What follows belongs to an exercise in optimizing a design on an open flow for small area, a short achievable clock period and few clock cycles per item; a production flow would make more cautious choices. The series may have gaps, and a smaller design here may also do less where the tests do not look. No functional check of the RTL was part of any run shown here.

### M1 wires, run 1

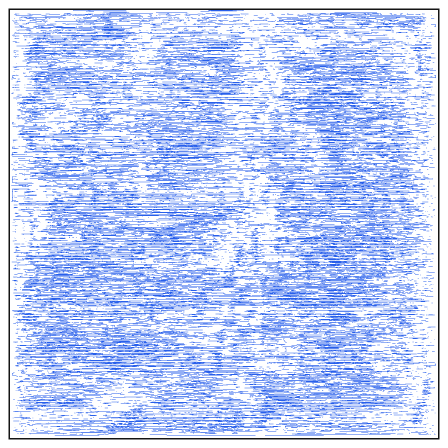
### Met2 routing, run 1

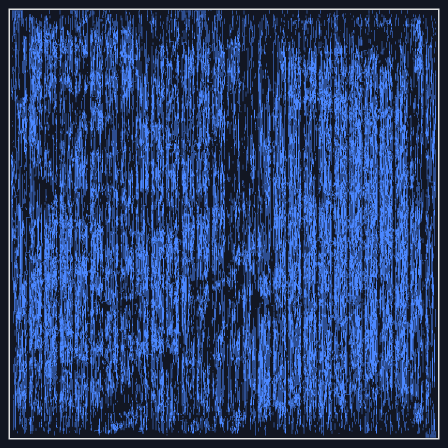
### Signal wires on met3, run 1

Scale bar: 100 um. Cells faint in the background.
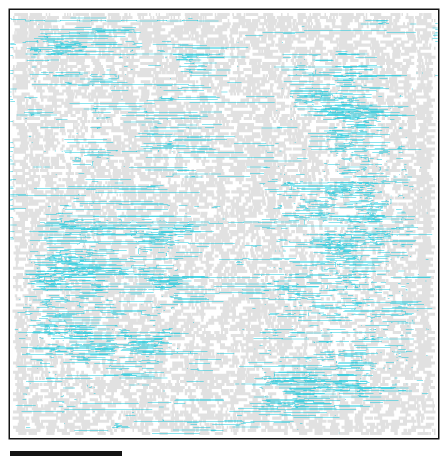
### M4 wires, run 1

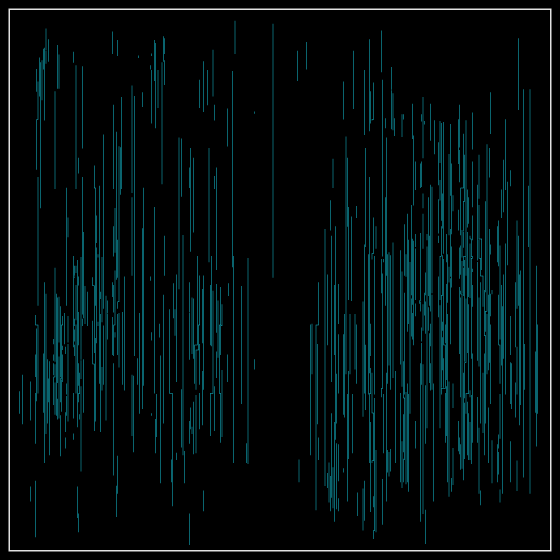
## flow/design.v in outline (module list and top-level ports)
// module calc: 7643 lines
// module calc_fa: 6 lines
// module calc_ha: 6 lines
module calc(clk,rst,A,B,C,pushA,stopA,pushB,stopB,pushC,stopC,Z,pushZ);
  // ...
==> flow/flow/run.sh <==
#!/bin/bash
# The standard layout (standard.sh: ORFS synthesis, floorplan, placement, CTS and
# routing, unchanged) with its timing repair aiming for a setup slack of 5.75 ns, and with buf_1 as the cell that buffers each port.
set -euo pipefail
bash standard.sh SETUP_SLACK_MARGIN=5.75 "BUFFER_PORTS_ARGS=-buffer_cell sky130_fd_sc_hd__buf_1" finish > standard_make.log 2>&1
==> flow/standard.sh <==
#!/bin/bash
# synth_recipe.tcl (not shown) runs the flow's synth.tcl, then flattens the netlist and writes it again
# the make line also repeats each setting of config.mk as NAME=value (left out here)
make -C /OpenROAD-flow-scripts/flow DESIGN_CONFIG=/design/flow/config.mk WORK_HOME=/design/flow/orfs CLKGATE_MAP_FILE= SYNTH_SCRIPT=/design/flow/synth_recipe.tcl "${@:-finish}"
==> flow/config.mk <==
export PLATFORM = sky130hd
export DESIGN_NAME = calc
export DESIGN_NICKNAME = calc
export VERILOG_FILES = /design/flow/design.v
export SDC_FILE = /design/flow/constraint.sdc
export NUM_CORES = 4
export LEC_CHECK = 0
export CAP_MARGIN = 20
export CORE_MARGIN = 2
export CORE_UTILIZATION = 62
export CTS_CLUSTER_DIAMETER = 80
export CTS_CLUSTER_SIZE = 24
export SLEW_MARGIN = 20
export SYNTH_HIERARCHICAL = 1
export SYNTH_MINIMUM_KEEP_SIZE = 0
==> flow/constraint.sdc <==
create_clock -name core_clock -period 9.0 [get_ports {clk}]
set_input_delay 1.8000 -clock core_clock [delete_from_list [all_inputs] [get_ports {clk}]]
set_output_delay 1.8000 -clock core_clock [all_outputs]
set_load 0.01 [all_outputs]
==> impl_metrics.ini, run 1 <==
[global_route]
grtUsageTotal = 0.390
grt_first_pass_wirelength_um = 412000
grt_max_degree = 65
grt-ovfl-total = 0
first_global_vias = 62161
antenna_found_initial = 13

[cts]
htreeDepth = 3
cts_tree = yes
path_clk_slew_ns = 0.09
cts.sinks = 1242
cts_buffer_depth = 3
cts_buffers = 81
clk_latency_ns = 0.74
holdBufCountCts = 0
cts_root_buffer = clkbuf_16

[sta]
rsz0062_at_grt = yes
finClkSkew_ns = 0.0468
hold_viol = 0
tightestPinTransition_ns = 0.986
final.period_utilization = 0.404
setup_viol = 0
slew_headroom = 0.342
period_minus_slack_ns = 3.63
timing.fmax_mhz = 275
slew_violations = 0
finalSetupTns_ns = 0
fin_ws_ns = 5.37

[critical_path]
worst_r2r_path_depth = 6
crit_top_cell = fa_2
cp-start-kind = flip-flop
regToRegSetupSlack_ns = 5.37
crit_chain = fa_1, fa_2, fa_1, fa_2, fa_2, fa_2
critPathMaxStageDelay_ns = 0.61
end_kind = flip-flop
cp_slowest_cell = fa_1
worstPathArrival_ns = 4.26
cp_max_fo = 1
crit_type = flip-flop to flip-flop
critPathRequiredTime_ns = 9.63

[floorplan]
die_h_um = 381
ios = 137
rows = 138
die_area_um2 = 145000
start_util = 0.623
core-area_um2 = 141000
die_width_um = 381

[yosys]
yosysTopAreaCell = fa_1
syn_area_um2 = 88000
async_reset_ff_frac = 0.00886
synth_top_area_share = 0.347
yosys_warnings = 7
netlist_instances = 7240
seq_area_frac_synth = 0.294
synth.area.top_cells = fa_1, dfxtp_1, xnor2_1, a22oi_1, and2_1
avgSynthCellArea_um2 = 12.2
synth.ff_latch_count = 1242
synthDistinctLibCells = 71
synth_edf_count = 96
synth_ff_type = dfxtp_1

[finish]
layout_common_cells = fa_1, xnor2_1, dfxtp_1
drive_gt1_frac = 0.0801
nets = 9042
multi_input_area_um2 = 60400
fillCellCount = 10665
layout_commonest_cell = fa_1
area_delta_synth_final_pct = 7.88
final_cells = 9102
register_area_um2 = 26100
finalInstanceArea_um2 = 94900

[drt]
vias_per_cell = 6.38
ant_nets = 0
drc = 0
dr.pass1.iters = 10
drt_iter0_drc = 6548
routedWlPerCell_um = 31.2

[place]
place_area_um2 = 90000
placedCellCount = 8879
place_ws_ns = 5.07
gp_congestion = 0.989
port_buffers = 136
dp_hpwl_um = 196000

[outcome]
outcome = finished clean

[hold_path]
hold_path_class = flip-flop to flip-flop
holdPathStages = 0

[job]
cap_violations = 0
Notes on 'M1 wires' above:
wire length on this layer = 103 mm
main direction = horizontal
nets with wire on the layer = 8221
Routed WL: 284000 um
M1 GR Usage: 0.484
DR vias: 58103

Notes on 'Met2 routing' above:
nets with wire on the layer = 7771
share of all routed wire = 46%
longest straight run = 112 um
main direction = vertical
wire length on this layer = 129 mm
met2 global-route usage: 0.611

Notes on 'Signal wires on met3' above:
main direction = horizontal
longest straight run = 139 um
share of all routed wire = 10%
nets with wire on the layer = 905

Notes on 'M4 wires' above:
share of all routed wire = 8.3%
wire length on this layer = 23.4 mm

==> run 1: synthesized netlist by cell type (all sizes together) (6+ instances only) <==
master,number
a211oi,19
a21o,53
a21oi,106
a221oi,6
a22oi,733
a31oi,7
and2,877
and3,11
buf,137
clkbuf,437
dfrtp,11
dfxtp,1135
edfxtp,96
fa,1524
ha,272
inv,34
nand2,182
nand2b,58
nand3,24
nand3b,41
nand4,8
nor2,72
nor2b,13
nor3,15
o2111ai,6
o21a,20
o21ai,92
o21bai,15
o31ai,7
xnor2,1043
xor2,126
==> run 1: final cells by class <==
class | count | share of cell area
sequential | 1242 | 0.275
tap | 1890 | 0.0249
antenna | 11 | 0.000290
inverter | 34 | 0.00134
multi-input combinational | 5418 | 0.636
clock buffer | 96 | 0.0229
clock inverter | 43 | 0.00721
timing repair buffer | 368 | 0.0329
==> run 1: kinds of logic after synthesis <==
family / after synthesis / synth area share
flip-flops: 1242 / 0.294
multiplexers: 1 / 0.000114
AO/OA/AOI/OAI: 1106 / 0.0900
adder cells (fa/ha/maj): 1796 / 0.385
other: 1 / 0.0000426
XOR/XNOR: 1169 / 0.116
AND/OR/NAND/NOR: 1317 / 0.0867
buffers and inverters: 608 / 0.0273
==> run 1: stage by stage <==
step,hold slack (ns),util
6_report,0.322,0.672
5_1_grt,0.337,0.672
4_1_cts,0.326,0.664
3_5_place_dp,0.312,0.637
3_3_place_gp,0.310,0.637
2_1_floorplan,0.310,-
==> run 1: routing by layer <==
layer	part of all wire	track usage
met2	0.46	0.611
met4	0.082	0.256
met5	0.00020	0
met1	0.36	0.484
met3	0.10	0.0947
==> run 1: critical path, delay by kind of cell (launching register included) <==
family / cells / cell delay, ns
adder cells (fa/ha/maj): 6 / 3.21
flip-flops: 1 / 0.33
==> run 1: repair_timing <==
action | 4_1_cts | 5_1_grt
resized for setup | 171 | 198
cloned | 0 | 1
hold endpoints to repair | 0 | 0
buffers inserted | 41 | 31
setup endpoints to repair | 288 | 132
pin swaps | 31 | 25
==> run 1 -> run 2 <==
==> flow/flow/run.sh (replaced) <==
#!/bin/bash
# The standard layout (standard.sh: ORFS synthesis, floorplan, placement, CTS and
# routing, unchanged) with its timing repair aiming for a setup slack of 5.65 ns, and with buf_1 as the cell that buffers each port.
set -euo pipefail
bash standard.sh SETUP_SLACK_MARGIN=5.65 "BUFFER_PORTS_ARGS=-buffer_cell sky130_fd_sc_hd__buf_1" finish > standard_make.log 2>&1
### Congestion heat map, run 2

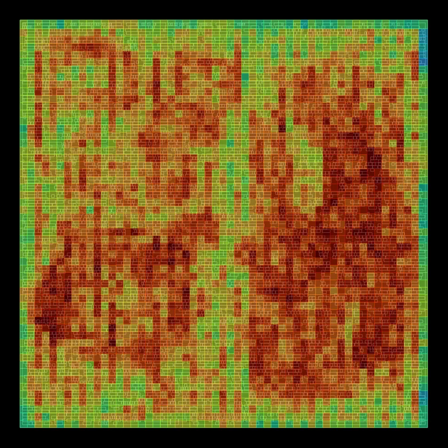
GRT busiest layer: met2
GRT Overall Usage: 0.387
final core occ: 0.664
M1 GR Usage: 0.480
GR Layer Usage met3: 0.0973

### Signal wires on met3, run 2

Scale bar: 100 um. Cells faint in the background.
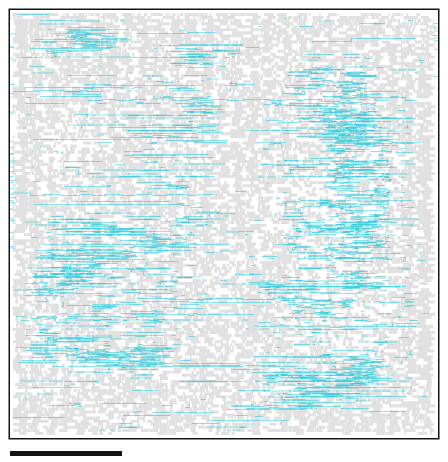
DR vias: 57754
Routed WL: 280000 um

==> impl_metrics.ini, run 2 <==
[drt]
m1WireLength_um = 102000
dr.pass1.iters = 7
vias_per_cell = 6.38
drc = 0
wl_met2_um = 128000
drt_iter0_drc = 6163
ant_nets = 0
routedWlPerCell_um = 30.9
wl_met3_um = 27600
highest_layer = met5

[critical_path]
cp_slowest_cell = fa_2
path_delay_family = adder cells
end_kind = flip-flop
worst_r2r_path_depth = 6
cp_max_fo = 1
crit_chain = fa_1, fa_2, fa_1, fa_1, fa_2, fa_2
crit_buf_inv = 0
crit_type = flip-flop to flip-flop
crit_cells = 6
regToRegSetupSlack_ns = 5.39
worstPathArrival_ns = 4.24
critPathMaxStageDelay_ns = 0.69
cp-start-kind = flip-flop

[yosys]
avgSynthCellArea_um2 = 12.2
synth.area.mux_share = 0.000114
synth.area.top_cells = fa_1, dfxtp_1, xnor2_1, a22oi_1, and2_1
synthDistinctLibCells = 71
synth_common_cells = fa_1, dfxtp_1, xnor2_1
syn_area_um2 = 88000
synth.most_common_cell = fa_1
synth.ff_latch_count = 1242
yosys.area_share.adder = 0.385
synth_xor_area_frac = 0.116
seq_area_frac_synth = 0.294
synth_simple_gate_area_share = 0.0867
synth_top_family_by_area = adder cells
yosys_warnings = 7
netlist_instances = 7240
yosysTopAreaCell = fa_1
synth_edf_count = 96
synth_ff_type = dfxtp_1
async_reset_ff_frac = 0.00886
synth_top_area_share = 0.347
synth_compound_area_frac = 0.0900

[global_route]
grt_max_degree = 59
antenna_found_initial = 10
first_global_vias = 61292
grt-ovfl-total = 0
grt_first_pass_wirelength_um = 408000

[finish]
drive_gt1_frac = 0.0697
nets = 9006
fillCellCount = 10847
layout_common_cells = fa_1, dfxtp_1, xnor2_1
area_delta_synth_final_pct = 6.63
finalInstanceArea_um2 = 93800
layout_commonest_cell = fa_1

[outcome]
outcome = finished clean

[floorplan]
core-area_um2 = 141000
die_area_um2 = 145000
ios = 137
rows = 138
start_util = 0.623
die_width_um = 381
die_h_um = 381

[place]
gp_congestion = 0.998
place_area_um2 = 90000
port_buffers = 136
place_ws_ns = 5.11
dp_hpwl_um = 195000

[cts]
cts.sinks = 1242
cts_buffers = 78
path_clk_slew_ns = 0.09
holdBufCountCts = 0
cts_tree = yes
htreeDepth = 3
clk_latency_ns = 0.74
cts_buffer_depth = 3

[sta]
slew_headroom = 0.300
final.period_utilization = 0.401
setup_viol = 0
period_minus_slack_ns = 3.61
hold_viol = 0
finClkSkew_ns = 0.0489
fin_ws_ns = 5.39
timing.fmax_mhz = 277
finalSetupTns_ns = 0
rsz0062_at_grt = yes
tightestPinTransition_ns = 1.04
slew_violations = 0

[job]
cap_violations = 0

[hold_path]
hold_path_class = flip-flop to flip-flop
holdPathStages = 0
### Met2 routing, run 2

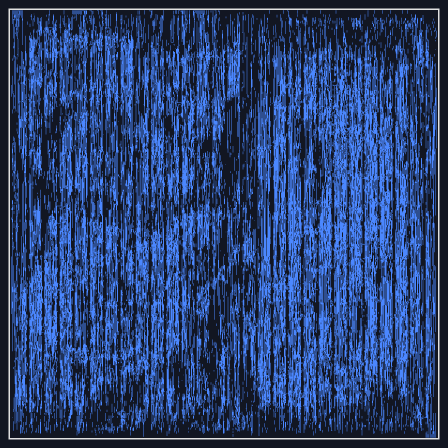
met2 global-route usage: 0.607

## run 2: cell count changes in the layout (fill, tap and decap cells not counted), sizes merged
| cell | change |
|---|---|
| buf | -29 |
| clkbuf | -12 |
| clkinv | +6 |
| diode | -5 |
| clkinvlp | -3 |
| bufinv | -2 |
## run 2: cells by family (layout without fill, tap and decap cells)
kind of cell / after synthesis / after routing
mux: 1 / 1
fa+ha+maj: 1796 / 1796
buf+inv: 608 / 501
xor+xnor: 1169 / 1169
simple gates: 1317 / 1317
other cells: 1 / 35
compound gates: 1106 / 1106
flops: 1242 / 1242
## run 2: through the flow
| stage | instances | hold slack (ns) |
|---|---|---|
| after global placement | 8881 | 0.310 |
| after CTS | 9030 | 0.325 |
| after floorplan | 7268 | 0.310 |
| after global routing | 9051 | 0.326 |
| final | 9057 | 0.320 |
| after detailed placement | 8882 | 0.312 |
## run 2: area by class of cell
type                       count  area, um2  area share
clock inverter                44        668     0.00712
clock buffer                  88       2020      0.0215
antenna                        6       15.0    0.000160
timing repair buffer         335       2390      0.0254
inverter                      34        128     0.00136
sequential                  1242      26000       0.278
tap                         1890       2360      0.0252
multi-input combinational   5418      60200       0.642
## run 2: per-layer routing
layer  vias to the layer above  track usage
li1                      23422            -
met3                      1079       0.0973
met5                         -            0
met2                      3725        0.607
met1                     29526        0.480
met4                         2        0.244
## run 2: timing repair
item / CTS / global route
setup buffers: 16 / 21
endpoints found under the hold margin: 0 / 0
resized for setup: 90 / 130
setup endpoints to repair: 243 / 134
pin swaps: 20 / 26
--- run 3: outline of the changes from run 2 ---
flow/design.v: 7655 -> 8480 lines; modules unchanged: 2
  calc: edited, 7643 -> 8468 lines
### M1 wires, run 3

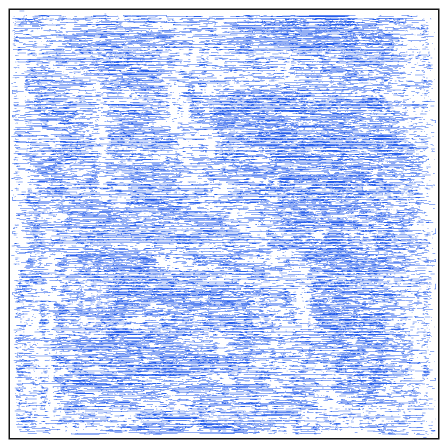
wire length on this layer = 101 mm
longest straight run = 116 um
share of all routed wire = 37%
Routed WL: 273000 um
DR vias: 56569

### Met2 routing, run 3

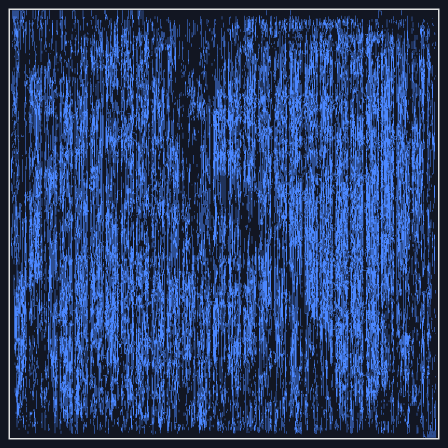
met2 global-route usage: 0.598

==> impl_metrics.ini, run 3 <==
[outcome]
outcome = finished clean

[yosys]
synth_edf_count = 96
synth_common_cells = fa_1, dfxtp_1, xnor2_1
async_reset_ff_frac = 0.00886
synth_top_area_share = 0.349
synth.ff_latch_count = 1241
syn_area_um2 = 87400
avgSynthCellArea_um2 = 12.1
yosysTopAreaCell = fa_1
seq_area_frac_synth = 0.296
yosys_warnings = 7
synth.area.top_cells = fa_1, dfxtp_1, xnor2_1, and2_1, a22oi_1

[sta]
setup_viol = 0
fin_ws_ns = 5.50
timing.fmax_mhz = 286
tightestPinTransition_ns = 0.933
finClkSkew_ns = 0.0399
period_minus_slack_ns = 3.50
finalSetupTns_ns = 0
hold_viol = 0

[floorplan]
die_h_um = 379
core-area_um2 = 140000
die_width_um = 379
rows = 137
start_util = 0.625

[drt]
drc = 0
wl_met3_um = 26900
m1WireLength_um = 101000
ant_nets = 0
wl_met2_um = 125000

[finish]
fillCellCount = 10635
layout_commonest_cell = fa_1
multi_input_area_um2 = 59300
finalInstanceArea_um2 = 93000
layout_common_cells = fa_1, dfxtp_1, xnor2_1

[place]
dp_hpwl_um = 191000
place_ws_ns = 5.14
port_buffers = 136
place_area_um2 = 89300

[global_route]
grt_max_degree = 67
grtUsageTotal = 0.383
grt_first_pass_wirelength_um = 397000
antenna_found_initial = 9
grt-ovfl-total = 0

[cts]
path_clk_slew_ns = 0.10
htreeDepth = 3
cts_tree = yes
clk_latency_ns = 0.73
holdBufCountCts = 0

[job]
cap_violations = 0

[critical_path]
worstPathArrival_ns = 4.11
cp_max_fo = 1
crit_type = flip-flop to flip-flop

[hold_path]
hold_path_class = flip-flop to flip-flop
### M4 wires, run 3

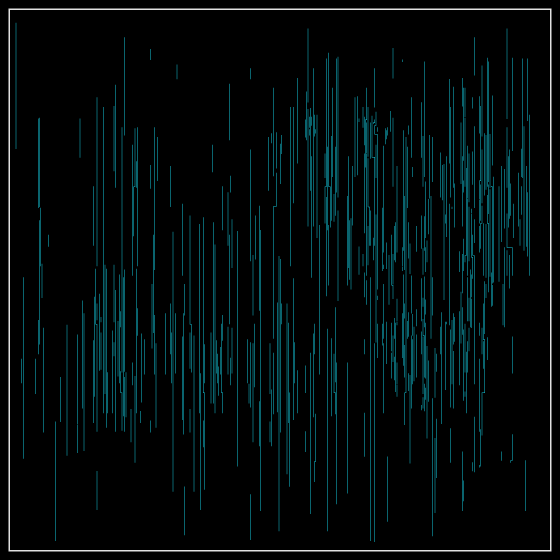
nets with wire on the layer = 293
share of all routed wire = 7.4%
main direction = vertical
longest straight run = 215 um

[run 3: kinds of logic (layout without fill, tap and decap cells)]
family,count (synthesis),after routing,synth area share
and+or+nand+nor,1423,1423,0.0919
muxes,1,1,0.000115
adders and majority gates,1811,1811,0.390
AOI/OAI and AO/OA,986,986,0.0818
other,1,34,0.0000429
DFF,1241,1241,0.296
buffers and inverters,611,480,0.0278
xor gates and xnor gates,1121,1121,0.112
[run 3: routing by layer]
| layer | vias to the layer above | global-route usage |
|---|---|---|
| met5 | - | 0 |
| met4 | 4 | 0.233 |
| met3 | 971 | 0.0959 |
| met2 | 3579 | 0.598 |
| met1 | 28914 | 0.481 |
| li1 | 23101 | - |
[run 3: layout make-up]
type                            count  area share
Sequential cell                  1241       0.280
Timing Repair Buffer              336      0.0271
Inverter                           14    0.000565
Tap cell                         1876      0.0253
Antenna cell                        5    0.000135
Multi-Input combinational cell   5371       0.638
Clock inverter                     46     0.00771
Clock buffer                       84      0.0208
[run 3: per-stage QoR]
step / hold WS, ns / instances
finish: 0.318 / 8973
global route: 0.320 / 8969
CTS: 0.314 / 8950
detailed placement: 0.312 / 8815
global placement: 0.310 / 8815
floorplan: 0.310 / 7223
[run 3: timing repair]
action	4_1_cts	5_1_grt
resized for setup	106	142
setup buffers	5	17
pin swaps	14	3
endpoints found under the setup margin	255	128
cloned	0	1
[run 3: critical path, stage by stage (launching register included)]
cell,delay [ns]
dfxtp_2,0.34
fa_1,0.59
fa_1,0.49
fa_2,0.40
fa_2,0.37
fa_2,0.39
xnor2_2,0.16
xnor2_2,0.15
xnor2_1,0.19
xnor2_1,0.15
xnor2_1,0.18

## afterwards: timing with drivers on the ports
The flow's constraints put no driver on any port. The routed layouts listed below were extracted and timed again, unchanged, in two steps.
Step 1 sets driving cells, clkbuf_16 on the clock port and buf_2 on the other inputs (assumed; they add their load-dependent delay and slew).
Step 2 also shifts input and output timing later by t, the mid clock arrival at the registers, as if the neighbouring blocks saw the same clock.
a / b / c = ideal ports / drivers / drivers and shift; a / b = the first two.
run | shift t [ns] | slack for setup (ns) | worst slew at a driven data input, ns
run 1 | 0.806 | 5.367 / 5.367 / 5.367 | 0.05
run 2 | 0.800 | 5.391 / 5.391 / 5.391 | 0.05
run 3 | 0.799 | 5.499 / 5.499 / 5.499 | 0.05
After both steps every run listed still meets setup and hold.
